What follows belongs to an exercise in optimizing a design on an open flow for small area, a short achievable clock period and few clock cycles; a production flow would make more cautious choices. Only simulation tests tie the RTL to the original design; equivalence was not proved. Not every run is shown, and edits may drop behaviour that the tests do not exercise. Treat power and IR drop as tool artefacts here; the default activity estimate runs too high for this design.

**Run 1: layout detail**

Scale bar: 10 um. Window x 180 to 220, y 260 to 300 um. Cells in gray, sequential cells in the stronger gray; small squares are vias.
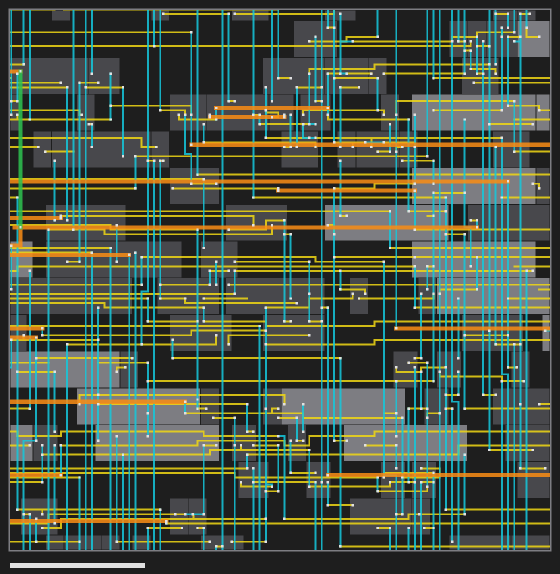
**Run 1: clock nets**

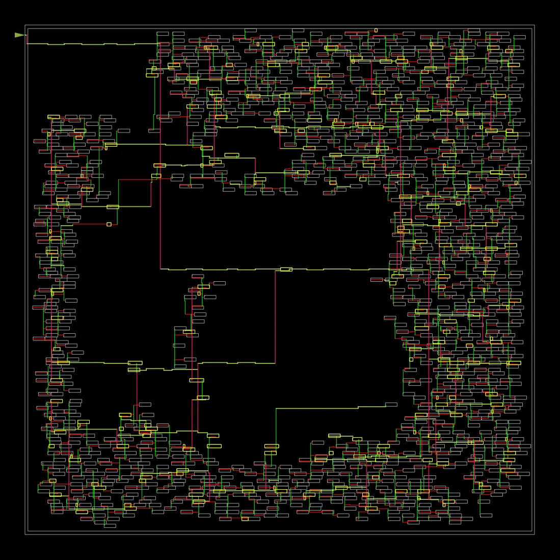
**Run 1: IR drop map**

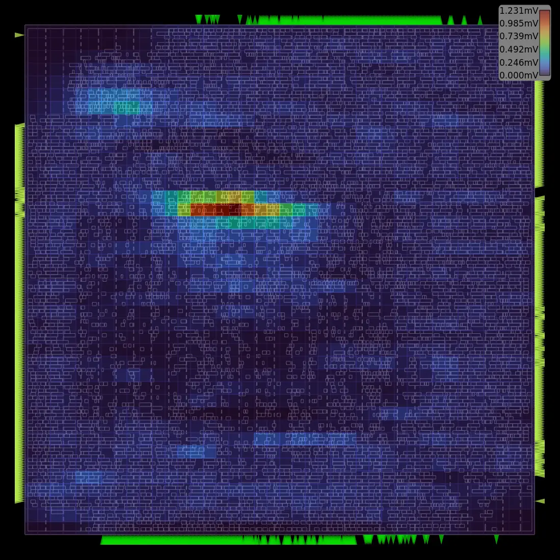
### design/flow/config.mk
export PLATFORM = sky130hd
export DESIGN_NAME = matrix_calculator
export DESIGN_NICKNAME = matrix_calculator
export VERILOG_FILES = /design/flow/design.v
export SDC_FILE = /design/flow/constraint.sdc
export NUM_CORES = 4
export LEC_CHECK = 0
export CAP_MARGIN = 20
export CORE_MARGIN = 2
export CORE_UTILIZATION = 40
export SLEW_MARGIN = 20
### design/flow/constraint.sdc
create_clock -name core_clock -period 12.0 [get_ports {clk}]
set_input_delay 2.4000 -clock core_clock [delete_from_list [all_inputs] [get_ports {clk}]]
set_output_delay 2.4000 -clock core_clock [all_outputs]
set_load 0.01 [all_outputs]
### design/flow/design.v
`timescale 1ns / 1ps
module matrix_calculator (
    input           clk,           
    input           rst_n, 
    input           start,   
    input  [3:0]    operation_type, 
    input  [5:0]    matrix_a_dim,  
    input  [5:0]    matrix_b_dim,
    input  [7:0]    scalar_value, 
    input  [199:0]  matrix_a_data,
    input  [199:0]  matrix_b_data, 
    output reg [399:0] result_data, 
    output reg [5:0]   result_dim, 
    output reg         done,    
    output reg         error      
);
localparam IDLE        = 3'd0;  
localparam LOAD_DATA   = 3'd1;  
localparam CALCULATE   = 3'd2;  
localparam OUTPUT_RES  = 3'd3;  
reg [7:0]  mat_a [0:24];  
reg [7:0]  mat_b [0:24];  
reg [15:0] res_mat [0:24];
reg [2:0]  current_state;
reg [4:0]  row_cnt;       
reg [4:0]  col_cnt;       
reg [4:0]  k_cnt;         
reg [4:0]  idx;           
reg [15:0] mul_acc;       
wire [2:0] a_rows = matrix_a_dim[5:3];
wire [2:0] a_cols = matrix_a_dim[2:0];
wire [2:0] b_rows = matrix_b_dim[5:3];
wire [2:0] b_cols = matrix_b_dim[2:0];
wire [4:0] a_size = a_rows * a_cols;  
wire [4:0] b_size = b_rows * b_cols;  
integer i;
always @(posedge clk or negedge rst_n) begin
    if (!rst_n) begin
        current_state <= IDLE;
        done <= 1'b0;
        error <= 1'b0;
        row_cnt <= 5'd0;
        col_cnt <= 5'd0;
        k_cnt <= 5'd0;
        idx <= 5'd0;
        mul_acc <= 16'd0;
        result_dim <= 6'd0;
        result_data <= 400'd0;
        for (i = 0; i < 25; i = i + 1) begin
            mat_a[i] <= 8'd0;
            mat_b[i] <= 8'd0;
            res_mat[i] <= 16'd0;
        end
    end else begin
        case (current_state)
            IDLE: begin
                done <= 1'b0;
                error <= 1'b0;
                idx <= 5'd0;
                row_cnt <= 5'd0;
                col_cnt <= 5'd0;
                if (start) begin
                    if (operation_type > 3'd3) begin
                        error <= 1'b1;
                        done <= 1'b1;   
                        current_state <= IDLE;
                    end else begin
                        if (a_rows == 0 || a_cols == 0) begin
                            error <= 1'b1;
                            done <= 1'b1;   
                            current_state <= IDLE;
                        end else begin
                            current_state <= LOAD_DATA;
                        end
                    end
                end
            end
            LOAD_DATA: begin
                for (i = 0; i < 25; i = i + 1) begin
                    mat_a[i] <= matrix_a_data[i*8 +: 8];
                    mat_b[i] <= matrix_b_data[i*8 +: 8];
                end
                case (operation_type)
                    3'd0: begin
                        current_state <= CALCULATE;
                    end
                    3'd1: begin
                        if (matrix_a_dim != matrix_b_dim || b_rows == 0 || b_cols == 0) begin
                            error <= 1'b1;
                            done <= 1'b1;   
                            current_state <= IDLE;
                        end else begin
                            current_state <= CALCULATE;
                        end
                    end
                    3'd2: begin
                        current_state <= CALCULATE;
                    end
                    3'd3: begin
                        if (a_cols != b_rows || b_rows == 0 || b_cols == 0) begin
                            error <= 1'b1;
                            done <= 1'b1;   
                            current_state <= IDLE;
                        end else begin
                            current_state <= CALCULATE;
                        end
                    end
                endcase
            end
            CALCULATE: begin
                case (operation_type)
                    3'd0: begin
                        if (row_cnt < a_rows) begin
                            if (col_cnt < a_cols) begin
                                res_mat[col_cnt * a_rows + row_cnt] <= {8'd0, mat_a[row_cnt * a_cols + col_cnt]};
                                col_cnt <= col_cnt + 1'b1;
                            end else begin
                                col_cnt <= 5'd0;
                                row_cnt <= row_cnt + 1'b1;
                            end
                        end else begin
                            result_dim <= {a_cols, a_rows};
                            current_state <= OUTPUT_RES;
                        end
                    end
                    3'd1: begin
                        if (idx < a_size) begin
                            res_mat[idx] <= {8'd0, mat_a[idx]} + {8'd0, mat_b[idx]};
                            idx <= idx + 1'b1;
                        end else begin
                            result_dim <= matrix_a_dim;
                            current_state <= OUTPUT_RES;
                        end
                    end
                    3'd2: begin
                        if (idx < a_size) begin
                            res_mat[idx] <= mat_a[idx] * scalar_value;
                            idx <= idx + 1'b1;
                        end else begin
                            result_dim <= matrix_a_dim;
                            current_state <= OUTPUT_RES;
                        end
                    end
                    3'd3: begin
                        if (row_cnt < a_rows) begin
                            if (col_cnt < b_cols) begin
                                if (k_cnt < a_cols) begin
                                    mul_acc <= mul_acc + mat_a[row_cnt * a_cols + k_cnt] * mat_b[k_cnt * b_cols + col_cnt];
                                    k_cnt <= k_cnt + 1'b1;
                                end else begin
                                    res_mat[row_cnt * b_cols + col_cnt] <= mul_acc;
                                    mul_acc <= 16'd0;
                                    k_cnt <= 5'd0;
                                    col_cnt <= col_cnt + 1'b1;
                                end
                            end else begin
                                col_cnt <= 5'd0;
                                row_cnt <= row_cnt + 1'b1;
                            end
                        end else begin
                            result_dim <= {a_rows, b_cols};
                            current_state <= OUTPUT_RES;
                        end
                    end
                endcase
            end
            OUTPUT_RES: begin
                for (i = 0; i < 25; i = i + 1) begin
                    result_data[i*16 +: 16] <= res_mat[i];
                end
                done <= 1'b1;  
                current_state <= IDLE; 
            end
            default: current_state <= IDLE;
        endcase
    end
end
endmodule
### design/flow/run.sh
#!/bin/bash
# synth_recipe.tcl (not shown) runs the flow's synth.tcl, then flattens the netlist and writes it again
# the make line also repeats each setting of config.mk as NAME=value (left out here)
make -C /OpenROAD-flow-scripts/flow DESIGN_CONFIG=/design/flow/config.mk WORK_HOME=/design/flow/orfs CLKGATE_MAP_FILE= SYNTH_SCRIPT=/design/flow/synth_recipe.tcl finish
==> results.tsv, run 1 <==
metric	value	unit
fin_crit_sh	91.0	%
die_w	400	um
synth_area_leaders	dfrtp_1 (50%), mux2_2 (17%), fa_1 (3.5%)	
vias	50000	
root_buffer	clkbuf_16	
cp-end-kind	flop	
drive_above_1_share	23.3	%
drtIter0Drc	5282	
start_util	40.2	%
dp_hpwl	211	mm
placed_cells	8126	
synth_top_area_cell	dfrtp_1	
synth_ff_type	dfrtp_1	
die-area	160000	sq um
ff_latch_area	31200	sq um
path_max_fanout	18	
post_drt_wl_per_cell	32.9	um
tns	0	ps
ys_ff_latch	1246	
synth_cells	5406	
htree_levels	4	
drv_cap	0	
seq_area_frac_synth	49.7	%
maxSlewHeadroom	23.4	%
slew_violations	0	
clk_latency	810	ps
clock_sinks	1246	
finalWorstSetupSlack	1080	ps
stdcell_count	8385	
cp_slowest_stage_delay	820	ps
drcViolationCount	0	
routed_wl	276	mm
synth_most_common_cell	dfrtp_1	
first_global_vias	49800	
use_met2	54.4	%
final_cell_mix	dfrtp_1 (1246), mux2_2 (931), clkdlybuf4s50_1 (833), nand2_1 (473), o21ai_0 (277)	
grt_max_degree	166	
min_path_type	flop to flop	
cpMaxStageDelayCell	a2111oi_0	
async_reset_ff_share	100	%
cp.required	12670	ps
tightest_slew	1150	ps
port_buffers	834	
area_delta_synth_final	25.7	%
clk_path_buf_depth	3	
netlist_area	62700	sq um
syn_avg_cell_area	11.6	sq um
synth_nets	6074	
die_y	400	um
synth_top_area_share	49.7	%
yosysWarnings	4	
grt_usage	34.2	%
top_usage_layer	met2	
critPathBufInv	9	
cp_data_arrival_time	11600	ps
fmax	91.6	MHz
io_pins	835	
final_common_cell	dfrtp_1	
multi_input_area	29600	sq um
layout.nets	6877	
hold_buffers	0	
path_class	input port to flop	
status	finished clean	
gr-usage-met1	44.5	%
finalHoldViolations	0	
Testbench counts for the RTL of run 1, summed over its fixed seeds: cycles 85,737.
## Picture notes: 'layout detail'
- yellow: met1
- green: met4
- orange: met3
- cyan: met2
- sequential cells in the window: 10
- cells with their middle in the window: 72
- most frequent: ha_1 (11), dfrtp_1 (10), nand2_1 (9)
- netlist names of flops here include: mul_acc (7), idx (3)

## Picture notes: 'clock nets'
cts bufs inserted: 138

## Picture notes: 'IR drop map'

-- run 1: stage by stage --
stage / hold WS, ps / cell area [sq um]
detailed placement: 461 / 74000
global placement: 455 / 74000
CTS: 474 / 78800
global route: 494 / 78800
floorplan: 443 / 62700
finish: 471 / 78800
-- run 1: layout make-up --
cell class,instances,area share [%]
multi-input cells,3574,37.5
well taps,2058,3.27
clock buffers,198,5.10
diodes,7,0.0222
inverters,224,1.07
clock inverters,53,0.942
repair buffers,1025,12.5
flip-flops and latches,1246,39.6
-- run 1: flip-flops by register name (all words and copies together) (netlist names), 2 cells and up --
signal and flops:
col_cnt 5, current_state 2, idx 5, k_cnt 5, mat_a 200, mat_b 200, mul_acc 16, res_mat 400
result_data 400, result_dim 6, row_cnt 5
-- run 1: path summary, 6_finish.rpt --
check / from / to / slack, ps / cells after the start
worst max-delay path: matrix_a_dim[1] / mul_acc[15]$_DFFE_PN0P_ / 1080 / 35
worst min-delay path: res_mat[5][0]$_DFFE_PN0P_ / res_mat[5][0]$_DFFE_PN0P_ / 470 / 2
worst max register to register: k_cnt[2]$_DFFE_PN0P_ / mul_acc[15]$_DFFE_PN0P_ / 2450 / 33
worst min register to register: res_mat[5][0]$_DFFE_PN0P_ / res_mat[5][0]$_DFFE_PN0P_ / 470 / 2
max in group asynchronous: rst_n / result_data[145]$_DFFE_PN0P_ / 7910 / 3
min in group asynchronous: rst_n / result_data[29]$_DFFE_PN0P_ / 1600 / 1
-- run 1: kinds of logic after synthesis --
kind of cell             Yosys count  share of synthesized area [%]
buffers and inverters            586                           3.70
multiplexers                    1000                           18.0
adder cells (fa/ha/maj)          241                           6.11
AND/OR/NAND/NOR                 1201                           9.55
flip-flops                      1246                           49.7
XOR/XNOR                          79                           1.45
AO/OA/AOI/OAI                   1053                           11.4
-- run 1: layer usage --
layer,up-vias,wire length [um],share of wire (%)
met4,32,13600,4.9
li1,21200,-,-
met3,660,22300,8.1
met2,2381,127000,46
met1,25700,112000,41
met5,-,214,0.078
**Run 1: cells colored by class**

Scale bar: 100 um.
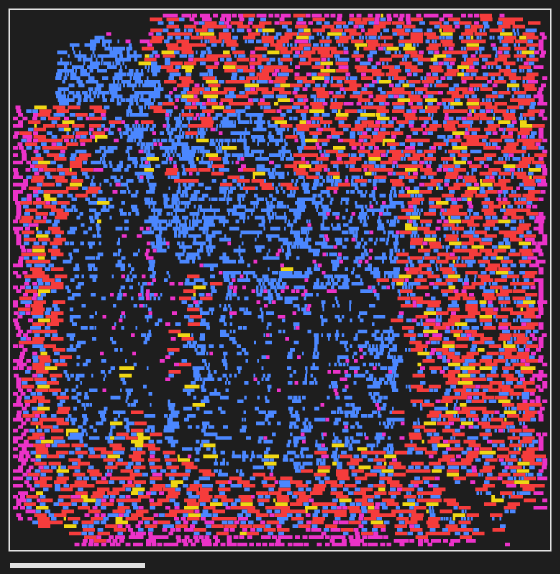

## Run 2: large edit since run 1, in outline
design/flow/design.v: 178 -> 436 lines; modules unchanged: 0
  matrix_calculator: edited, 177 -> 436 lines
--- a/design/flow/config.mk
+++ b/design/flow/config.mk
@@ -9,3 +9,4 @@
 export CORE_MARGIN = 2
 export CORE_UTILIZATION = 40
+export SETUP_SLACK_MARGIN = 5
 export SLEW_MARGIN = 20
**Run 2: cells colored by class**

Scale bar: 100 um.
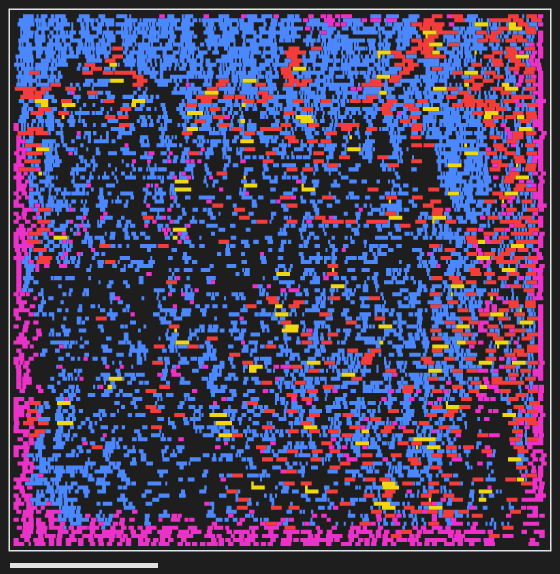
- red: flip-flops (cells 577; share of their area 19%)
- magenta: other buffers and delay cells (cells 987; share of their area 15%)
- blue: all other logic (cells 5389; share of their area 62%)
- yellow: clock drivers and dummy loads (cells 134; share of their area 4.0%)

==> results.tsv, run 2 <==
metric	value	unit	change
fin_crit_sh	55.1	%	-36 points
port_buffers	834		unchanged
synth_top_family_by_area	compound AO/OA/AOI/OAI gates		
async_reset_ff_share	1.91	%	-98 points
grt_max_degree	184		+11%
drtIter0Drc	14400		+170%
clock_sinks	577		-54%
synth_top_area_cell	dfxtp_1		
drcViolationCount	0		unchanged
cp_slowest_stage_delay	780	ps	-40 ps
die_y	365	um	-8.8%
reg.largest.list	result_data x400, p x80		
dp_hpwl	309	mm	+47%
layout.nets	8124		+18%
htree_levels	3		-1
finalHoldViolations	0		unchanged
final_cell_mix	nand2_1 (1077), clkdlybuf4s50_1 (833), a21oi_1 (652), dfxtp_1 (560), ha_1 (419)		
synth_ff_type	dfxtp_1		
regMostFlops	result_data		
die-area	133000	sq um	-17%
netlist_area	52000	sq um	-17%
status	finished clean		
final_common_cell	nand2_1		
drv_cap	0		unchanged
first_global_vias	59200		+19%
min_path_type	flop to flop		
routed_wl	393	mm	+42%
slew_violations	0		unchanged
clk_path_buf_depth	3		unchanged
path_class	input port to flop		
synth_nets	7544		+24%
seq_area_frac_synth	22.4	%	-27 points
synthMuxAreaShare	1.64	%	-16 points
root_buffer	clkbuf_16		
timing.rr.start	x[0][5]$_DFF_P_		
cpMaxStageDelayCell	ha_1		
Testbench counts for the RTL of run 2, summed over its fixed seeds: cycles 16,076.
**Run 2: layout detail**

Scale bar: 10 um. Window x 162 to 202, y 235 to 275 um. Cells in gray, sequential cells in the stronger gray; small squares are vias.
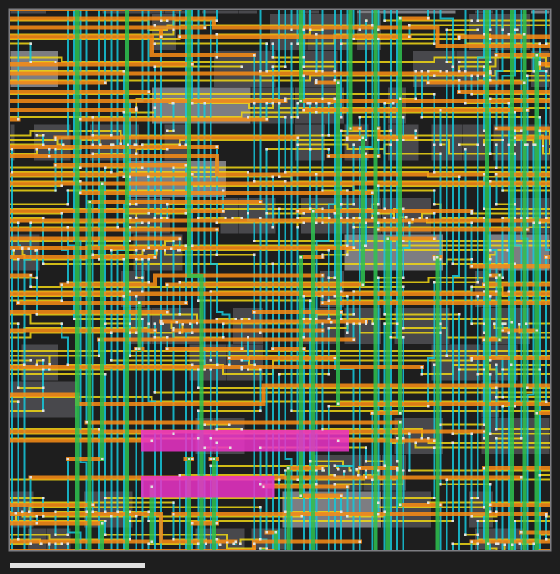
- cyan: met2
- orange: met3
- green: met4
- yellow: met1
- magenta: met5
- sequential cells in the window: 5
- most frequent: a222oi_1 (10), a22oi_1 (8), nand3_1 (6)
- netlist names of flops here include: x (3), result_data (2)
- cells with their middle in the window: 69

-- run 2: cells by family (layout without fill, tap and decap cells) --
group,count (synthesis),after routing
other,0,102
XOR/XNOR,244,244
flip-flops,577,577
AND/OR/NAND/NOR,1863,1863
multiplexers,85,85
adder cells (fa/ha/maj),669,669
AO/OA/AOI/OAI,2112,2112
buffers and inverters,898,1537
-- run 2: worst paths after layout --
path,to,slack [ps],cells past startpoint
setup / recovery,y[4][6]$_DFF_P_,5390,11
hold / removal,l2$_DFF_PN0_,360,0
setup reg to reg,p[0][15]$_DFF_P_,6470,15
hold reg to reg,l2$_DFF_PN0_,360,0
max in group asynchronous,ri[0]$_DFFE_PN0P_,9600,1
min in group asynchronous,ri[1]$_DFFE_PN0P_,2020,1
-- run 2: routing by layer --
layer | routed length (um) | track usage [%] | part of all wire, % | vias up
li1 | - | - | - | 24900
met1 | 135000 | 63.2 | 34 | 31400
met2 | 149000 | 75.9 | 38 | 6852
met3 | 69100 | 35.1 | 18 | 2049
met4 | 37800 | 43.8 | 9.6 | 90
met5 | 1380 | 5.34 | 0.35 | -
-- run 2: per-stage QoR --
step                      cells  setup slack [ps]  cell area, sq um  util (%)
after detailed placement   8694              5020             62000      47.9
after CTS                  8828              5720             64500      49.9
after floorplan            6448              6830             52000         -
after global placement     8694              5150             62000      47.9
final                      8931              5390             64900      50.1
after global routing       8847              5500             64600      50.0
-- run 2: final cells by class --
| type | instances | area, sq um |
|---|---|---|
| Tap cell | 1742 | 2180 |
| Inverter | 416 | 1560 |
| Sequential cell | 577 | 11700 |
| Fill cell | 12400 | 64500 |
| Antenna cell | 102 | 255 |
| Clock buffer | 104 | 2090 |
| Clock inverter | 30 | 430 |
| Multi-Input combinational cell | 4973 | 37100 |
| Timing Repair Buffer | 987 | 9540 |
==> inputs of run 3 (changes only) <==
--- a/design/flow/design.v
+++ b/design/flow/design.v
@@ -102,4 +102,4 @@
         l1    <= feed & last_sel;
-        l2    <= l1;
-        done  <= l2 | (start & (err | ~op[1]));
+        l2    <= l1 & dot;
+        done  <= l2 | (l1 & ~dot) | (start & (err | ~op[1]));
         if (feed & ~last_sel) begin
@@ -409,7 +409,7 @@
 always @(posedge clk) begin
-    result_data[0 +: 16] <= ld_tr ? {8'd0, t[0]} : ld_add ? ({8'd0, A[0]} + {8'd0, B[0]}) : dot ? sum : p[0];
-    result_data[16 +: 16] <= ld_tr ? {8'd0, t[1]} : ld_add ? ({8'd0, A[1]} + {8'd0, B[1]}) : dot ? result_data[0 +: 16] : p[1];
-    result_data[32 +: 16] <= ld_tr ? {8'd0, t[2]} : ld_add ? ({8'd0, A[2]} + {8'd0, B[2]}) : dot ? result_data[16 +: 16] : p[2];
-    result_data[48 +: 16] <= ld_tr ? {8'd0, t[3]} : ld_add ? ({8'd0, A[3]} + {8'd0, B[3]}) : dot ? result_data[32 +: 16] : p[3];
-    result_data[64 +: 16] <= ld_tr ? {8'd0, t[4]} : ld_add ? ({8'd0, A[4]} + {8'd0, B[4]}) : dot ? result_data[48 +: 16] : p[4];
+    result_data[0 +: 16] <= ld_tr ? {8'd0, t[0]} : ld_add ? ({8'd0, A[0]} + {8'd0, B[0]}) : dot ? sum : (x[0] * y[0]);
+    result_data[16 +: 16] <= ld_tr ? {8'd0, t[1]} : ld_add ? ({8'd0, A[1]} + {8'd0, B[1]}) : dot ? result_data[0 +: 16] : (x[1] * y[1]);
+    result_data[32 +: 16] <= ld_tr ? {8'd0, t[2]} : ld_add ? ({8'd0, A[2]} + {8'd0, B[2]}) : dot ? result_data[16 +: 16] : (x[2] * y[2]);
+    result_data[48 +: 16] <= ld_tr ? {8'd0, t[3]} : ld_add ? ({8'd0, A[3]} + {8'd0, B[3]}) : dot ? result_data[32 +: 16] : (x[3] * y[3]);
+    result_data[64 +: 16] <= ld_tr ? {8'd0, t[4]} : ld_add ? ({8'd0, A[4]} + {8'd0, B[4]}) : dot ? result_data[48 +: 16] : (x[4] * y[4]);
     result_data[80 +: 16] <= ld_tr ? {8'd0, t[5]} : ld_add ? ({8'd0, A[5]} + {8'd0, B[5]}) : dot ? result_data[64 +: 16] : result_data[0 +: 16];
==> design/flow/flow/run.sh (new file) <==
#!/bin/bash
set -euo pipefail
MARGIN=$(cat flow/margin.txt)
bash standard.sh SETUP_SLACK_MARGIN=$MARGIN finish > make_finish.log 2>&1
==> design/flow/flow/margin.txt (new file) <==
8.5
==> design/flow/standard.sh (new file) <==
#!/bin/bash
# synth_recipe.tcl (not shown) runs the flow's synth.tcl, then flattens the netlist and writes it again
# the make line also repeats each setting of config.mk as NAME=value (left out here)
make -C /OpenROAD-flow-scripts/flow DESIGN_CONFIG=/design/flow/config.mk WORK_HOME=/design/flow/orfs CLKGATE_MAP_FILE= SYNTH_SCRIPT=/design/flow/synth_recipe.tcl "${@:-finish}"
--- a/design/flow/config.mk
+++ b/design/flow/config.mk
@@ -10,3 +10,3 @@
 export CORE_UTILIZATION = 40
-export SETUP_SLACK_MARGIN = 5
+export PLACE_DENSITY = 0.5
 export SLEW_MARGIN = 20
removed: design/flow/run.sh
==> results.tsv, run 3 <==
metric	value	unit	change
ys_ff_latch	577		
haltStage	5_1_grt		
netlist_area	52700	sq um	+1.3%
synth_cells	6724		
seq_area_frac_synth	22.1	%	-0.28 points
clock_sinks	577		unchanged
synth_most_common_cell	nand2_1		
numCtsBuffers	75		
tool.error	[ERROR GRT-0116] Global routing finished with congestion. Check the congestion regions in the DRC Viewer.		
grt_remaining_overflow	2		
dp_hpwl	297	mm	-4.0%
clk_path_buf_depth	3		unchanged
die_w	367	um	
yosys-top-cells-count	nand2_1 (1133), a21oi_1 (653), dfxtp_1 (560)		
status	stopped before the end		
synth_top_area_share	21.3	%	
yosysWarnings	4		
grt_pass1_wl	683	mm	
dpl_cell_area	65100	sq um	+5.0%
synth_top_area_cell	dfxtp_1		
port_buffers	834		unchanged
htree_levels	3		unchanged
synth_nets	7820		+3.7%
grt_usage	72.8	%	
hold_buffers	0		
first_global_vias	78600		
synth_area_leaders	dfxtp_1 (21%), ha_1 (10%), fa_1 (9.5%)		
die_y	367	um	+0.62%
synth_edf_count	6		
synth_ff_type	dfxtp_1		
start_util	40.2	%	
synth_cell_types	99		
io_pins	835		
num_rows	133		
grt_max_degree	91		
syn_avg_cell_area	7.84	sq um	
dp_slack	5280	ps	+253 ps
root_buffer	clkbuf_16		
async_reset_ff_share	1.91	%	unchanged
place.gp.congestion	1.15		
Testbench counts for the RTL of run 3, summed over its fixed seeds: cycles 14,862.
-- run 3: cell types whose count changed after synthesis, moves of 45 or more --
| cell | change |
|---|---|
| a21o_1 | -57 |
| a222oi_1 | -67 |
| nand2_1 | +51 |
| nor2_1 | +99 |
| nor3_1 | +45 |
| o21ai_0 | +87 |
-- run 3: kinds of logic after synthesis --
logic type                 Yosys count  synth area share, %
muxes                               60                 1.15
DFF                                577                 22.1
adders and majority gates          669                 19.4
xor gates and xnor gates           207                 3.44
and+or+nand+nor                   2118                 18.5
buffers and inverters              938                 6.95
AOI/OAI and AO/OA                 2155                 28.4
-- run 3: how the worst max path moves through the flow --
stage / start / to / slack, ps / depth (start not counted)
2_1_floorplan: matrix_a_dim[3] / result_data[16]$_DFF_P_ / 7400 / 12
3_3_place_gp: matrix_a_dim[4] / y[0][0]$_DFF_P_ / 4710 / 10
3_5_place_dp: matrix_a_dim[0] / y[0][7]$_DFF_P_ / 5280 / 11
4_1_cts: x[0][3]$_DFF_P_ / result_data[15]$_SDFF_PP0_ / 7620 / 18
-- run 3: through the flow --
step	utilization [%]	instances
2_1_floorplan	-	6724
3_3_place_gp	49.6	9012
3_5_place_dp	49.6	9015
4_1_cts	67.2	10200
-- run 3: layer usage --
metal / GRT overflow / global-route usage [%]
met1: 0 / 73.6
met3: 1 / 56.8
met5: 0 / 33.4
met4: 1 / 69.8
met2: 0 / 89.3
-- run 3: repair_timing --
item,4_1_cts
cloned,137
resized for setup,5567
buffers inserted,886
pin swaps,773
endpoints found under the setup margin,951
==> inputs of run 4 (changes only) <==
==> design/flow/run.sh (new file) <==
#!/bin/bash
# synth_recipe.tcl (not shown) runs the flow's synth.tcl, then flattens the netlist and writes it again
# the make line also repeats each setting of config.mk as NAME=value (left out here)
make -C /OpenROAD-flow-scripts/flow DESIGN_CONFIG=/design/flow/config.mk WORK_HOME=/design/flow/orfs CLKGATE_MAP_FILE= SYNTH_SCRIPT=/design/flow/synth_recipe.tcl finish
--- a/design/flow/config.mk
+++ b/design/flow/config.mk
@@ -11,2 +11,3 @@
 export PLACE_DENSITY = 0.5
+export SETUP_SLACK_MARGIN = 5
 export SLEW_MARGIN = 20
removed: design/flow/flow/run.sh
removed: design/flow/flow/margin.txt
removed: design/flow/standard.sh
**Run 4: layout detail**

Scale bar: 10 um. Window x 163 to 203, y 237 to 277 um. Cells in gray, sequential cells in the stronger gray; small squares are vias.
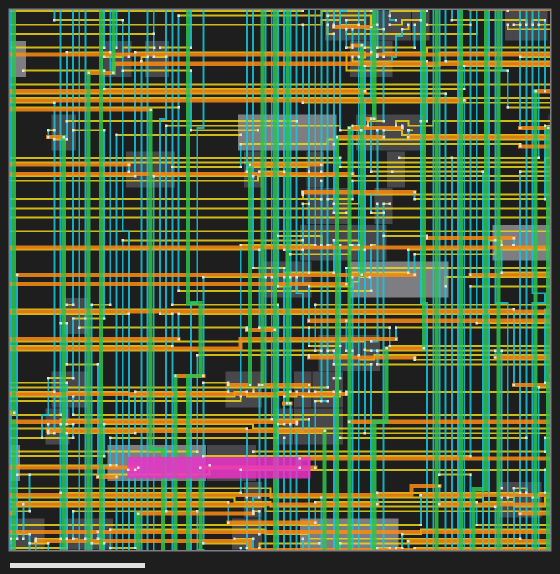
- cyan: met2
- yellow: met1
- orange: met3
- magenta: met5
- green: met4
- most frequent: nand2_1 (8), a221oi_1 (6), dfxtp_1 (5)
- cells with their middle in the window: 40
- netlist names of flops here include: y (4), x (1)
- sequential cells in the window: 5

**Run 4: IR drop map**

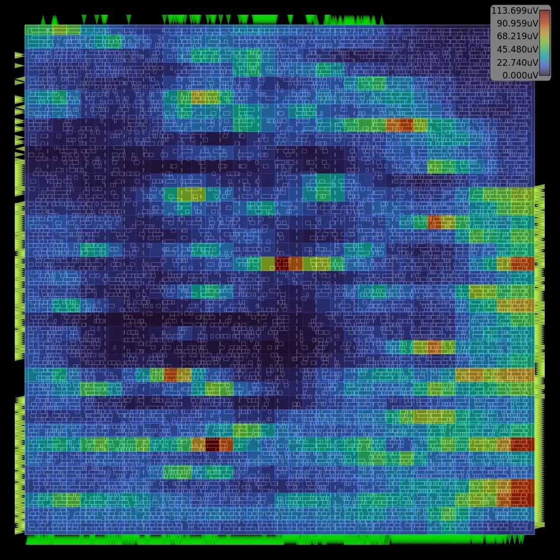

==> results.tsv, run 4 <==
metric	value	unit	change
seq_area_frac_synth	22.1	%	unchanged
synth_ff_type	dfxtp_1		
ant_nets	0		
syn_avg_cell_area	7.84	sq um	unchanged
port_buffers	834		unchanged
finalWorstSetupSlack	5190	ps	
rr_worst_depth	15		
status	finished clean		
synth_top_area_share	21.3	%	unchanged
first_global_vias	61800		
cp.required	12630	ps	
synth_area_leaders	dfxtp_1 (21%), ha_1 (10%), fa_1 (9.5%)		
vias	66000		
synth_most_common_cell	nand2_1		
wl_met1	134	mm	
cts.repair.resized	0		-100%
cp-end-kind	flop		
num_rows	133		unchanged
grt_usage	55.5	%	
met3_usage	28.2	%	
top_usage_layer	met2		
root_buffer	clkbuf_16		
ff_latch_area	11700	sq um	
min_path_type	flop to flop		
area_delta_synth_final	25.0	%	
synth_cell_types	99		unchanged
cts_tree	built		
hold_buffers	0		unchanged
drive_above_1_share	5.98	%	
grt_pass1_wl	522	mm	
numCtsBuffers	75		unchanged
clock_sinks	577		unchanged
dr_wl_met3	60.3	mm	
synth_nets	7820		unchanged
synth_cells	6724		unchanged
yosysWarnings	4		unchanged
largest_reg_flops	400		
regMostFlops	result_data		
maxSlewHeadroom	10.5	%	
netlist_area	52700	sq um	unchanged
rsz0062_at_grt	no		
drtIter0Drc	13300		
start_util	40.2	%	unchanged
cp_data_arrival_time	7440	ps	
drv_cap	0		
synth_top_area_cell	dfxtp_1		
gr-usage-met1	62.4	%	
use_met2	77.1	%	
drcViolationCount	0		
async_reset_ff_share	1.91	%	unchanged
htree_levels	3		unchanged
final_cell_mix	nand2_1 (1129), clkdlybuf4s50_1 (830), a21oi_1 (651), dfxtp_1 (560), inv_1 (449)		
ys_ff_latch	577		unchanged
crit_top_cell	o21ai_0		
cp_top_family	compound AO/OA/AOI/OAI gates		
synth_edf_count	6		unchanged
io_pins	835		unchanged
place.gp.congestion	1.14		-0.71%
grt_remaining_overflow	0		
die_w	367	um	unchanged
cts_setup_buffers	0		-100%
clk_path_buf_depth	3		unchanged
dp_slack	4740	ps	-532 ps
die_y	367	um	unchanged
yosys-top-cells-count	nand2_1 (1133), a21oi_1 (653), dfxtp_1 (560)		
tightest_slew	1340	ps	
dp_hpwl	297	mm	+0.11%
grt_max_degree	194		
run 4: cell counts after synthesis:
Identical to the previous run, type by type.
run 4: cells by family (layout without fill, tap and decap cells):
group | after synthesis | in the layout | share of synthesized area [%]
AOI/OAI and AO/OA | 2155 | 2155 | 28.4
and+or+nand+nor | 2118 | 2118 | 18.5
buffers and inverters | 938 | 1617 | 6.95
adders and majority gates | 669 | 669 | 19.4
DFF | 577 | 577 | 22.1
xor gates and xnor gates | 207 | 207 | 3.44
muxes | 60 | 60 | 1.15
other | 0 | 40 | 0
run 4: area by class of cell:
class / instances / share of cell area, %
Timing Repair Buffer: 1031 / 14.9
Inverter: 451 / 2.57
Tap cell: 1755 / 3.34
Multi-Input combinational cell: 5209 / 57.3
Clock inverter: 39 / 0.800
Antenna cell: 40 / 0.152
Clock buffer: 96 / 3.20
Sequential cell: 577 / 17.7
run 4: path summary, 6_finish.rpt:
| path | from | end | slack (ps) |
|---|---|---|---|
| worst max-delay path | matrix_a_dim[3] | y[0][1]$_DFF_P_ | 5190 |
| worst min-delay path | result_data[377]$_SDFF_PP0_ | result_data[393]$_SDFF_PP0_ | 450 |
| worst max register to register | x[1][3]$_DFF_P_ | result_data[31]$_SDFF_PP0_ | 6630 |
| worst min register to register | result_data[377]$_SDFF_PP0_ | result_data[393]$_SDFF_PP0_ | 450 |
| max in group asynchronous | rst_n | ri[0]$_DFFE_PN0P_ | 9580 |
| min in group asynchronous | rst_n | ci[2]$_DFF_PN0_ | 2020 |
run 4: metrics by stage:
| step | hold WS, ps | area [sq um] | utilization [%] | std cells |
|---|---|---|---|---|
| final | 450 | 65800 | 50.2 | 9198 |
| after global routing | 467 | 65800 | 50.1 | 9166 |
| after CTS | 451 | 65700 | 50.1 | 9154 |
| after detailed placement | 447 | 63100 | 48.1 | 9019 |
| after global placement | 439 | 63000 | 48.0 | 9017 |
| after floorplan | 423 | 52700 | - | 6724 |

==> screenshots <==
Metal layers overlaid.
(a)
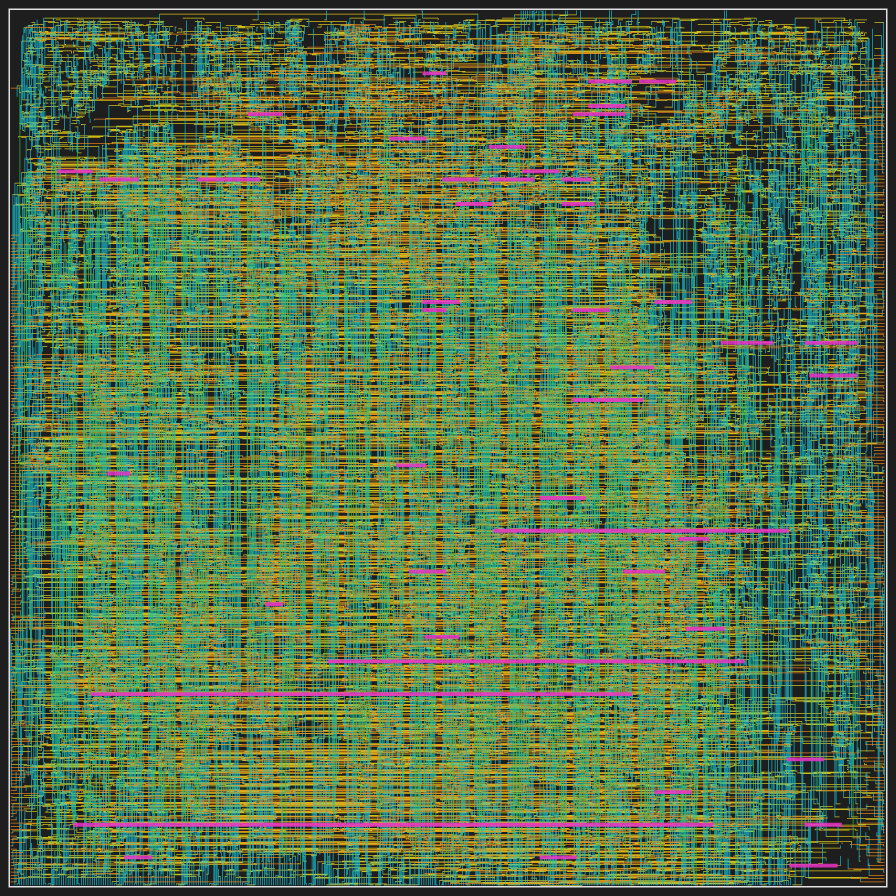
(b)
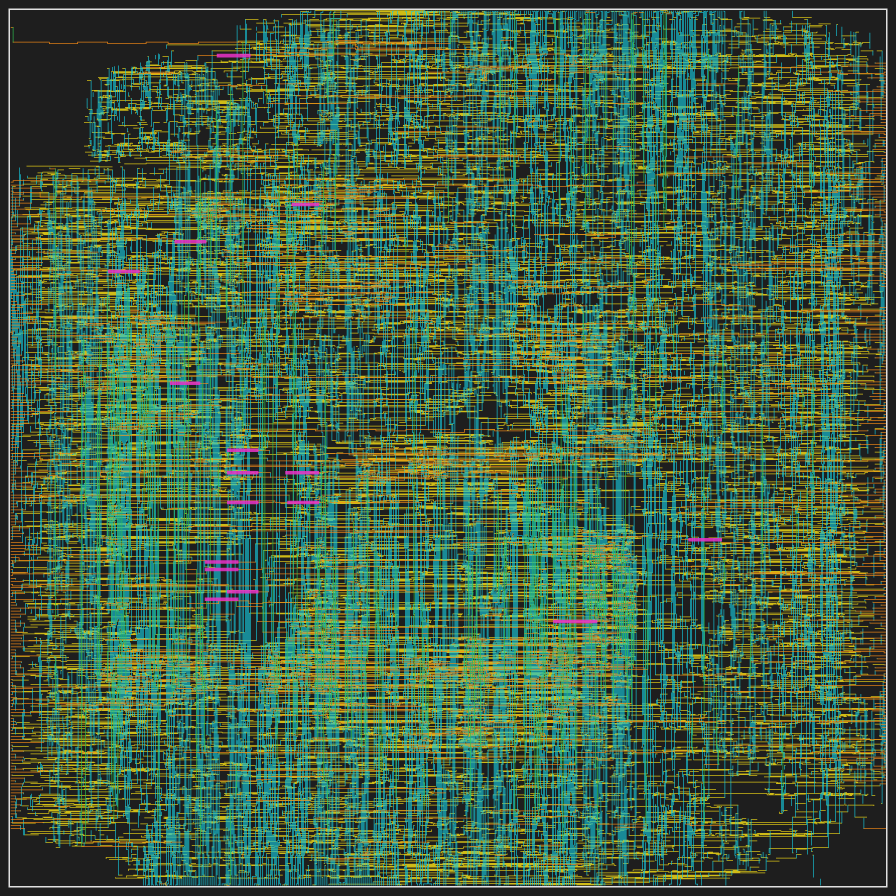
(c)
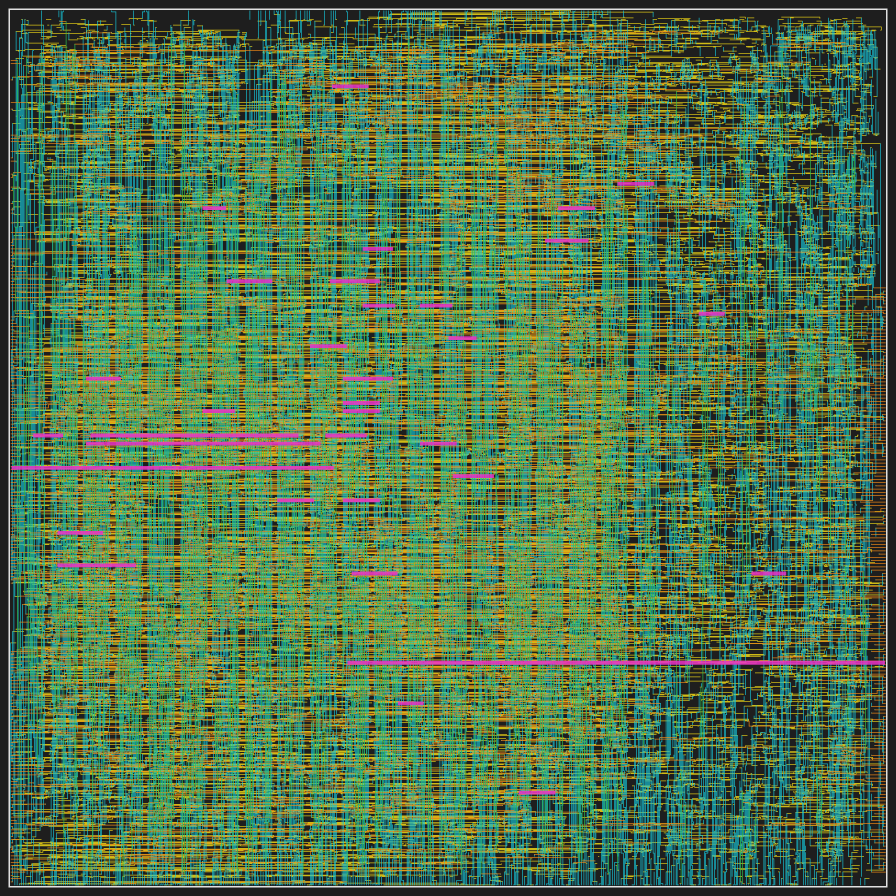
Of these, least wire: (b)
- run 4 = (c)
- run 2 = (a)
- run 1 = (b)


==> layout pictures side by side <==
Clock wires, drivers and flops.
Scale bar: 100 um.
picture 1
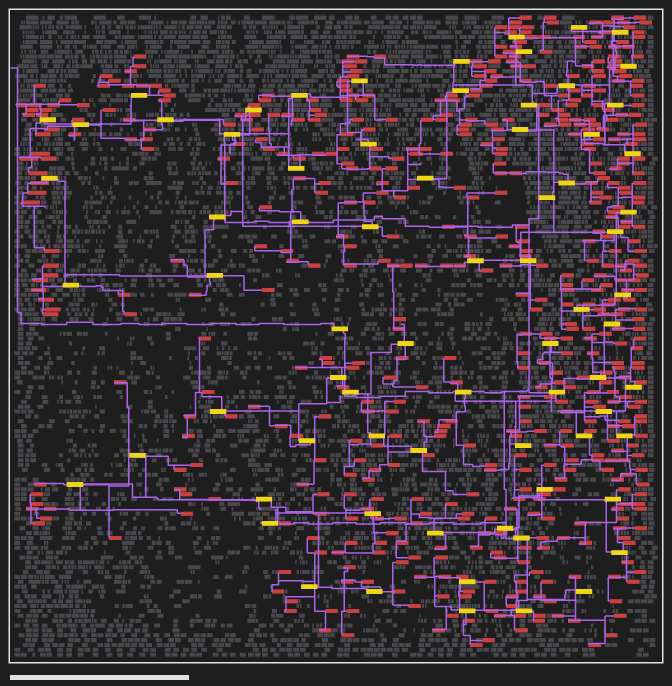
picture 2
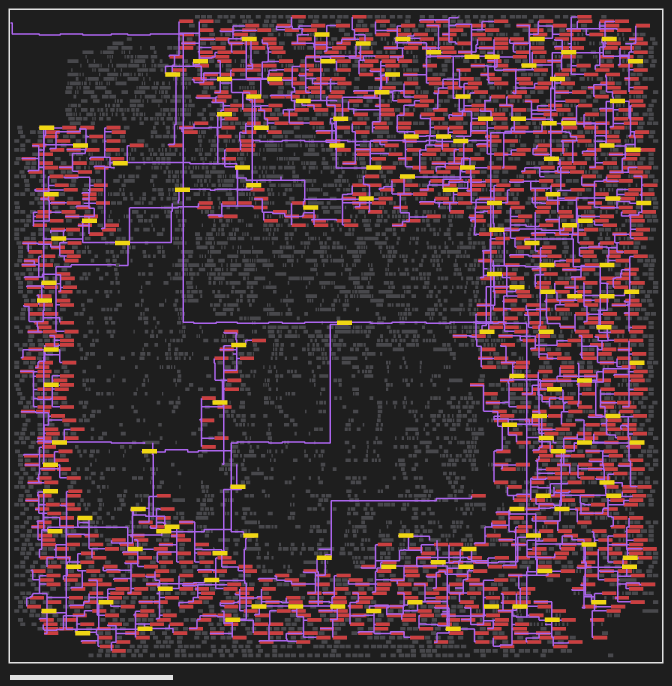
picture 3
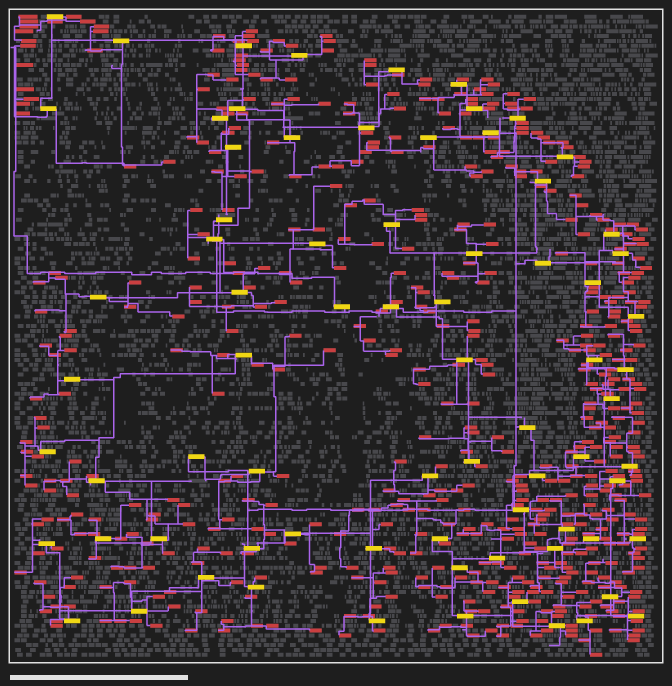
| picture | from |
|---|---|
| picture 1 | run 2 |
| picture 2 | run 1 |
| picture 3 | run 4 |
Of these, largest die: picture 2
Of these, most sequential cells: picture 2

## afterwards: timing with drivers on the ports
How much do the figures lean on ideal ports? The routed layouts below were timed once more, with nothing changed but the port constraints.
Step 1 (the two cells are an assumption about what drives the block):
set clk [get_ports {clk}]
set_driving_cell -lib_cell sky130_fd_sc_hd__clkbuf_16 $clk
set_driving_cell -lib_cell sky130_fd_sc_hd__buf_2 [delete_from_list [all_inputs] $clk]
Step 2 adds t to the input delays and takes it off the output delays; t is the mean of the earliest and latest rising clock arrival at the registers after step 1. Input paths then give back, and output paths get back, about the clock's delay inside the block.
Slacks: no drivers / after step 1 / after step 2; pairs: no drivers / after step 1.
run | shift t [ns] | setup slack, ns | hold slack, ns
run 1 | 0.867 | 1.078 / 1.013 / 0.145 | 0.471 / 0.471 / 0.471
run 2 | 0.813 | 5.393 / 5.456 / 4.643 | 0.357 / 0.357 / 0.357
run 4 | 0.817 | 5.187 / 5.247 / 4.430 | 0.450 / 0.450 / 0.450
After both steps setup and hold are still met in every run listed. The setup slack of run 1, which loses most, moves by -0.065 ns with the drivers and by -0.933 ns with both steps.
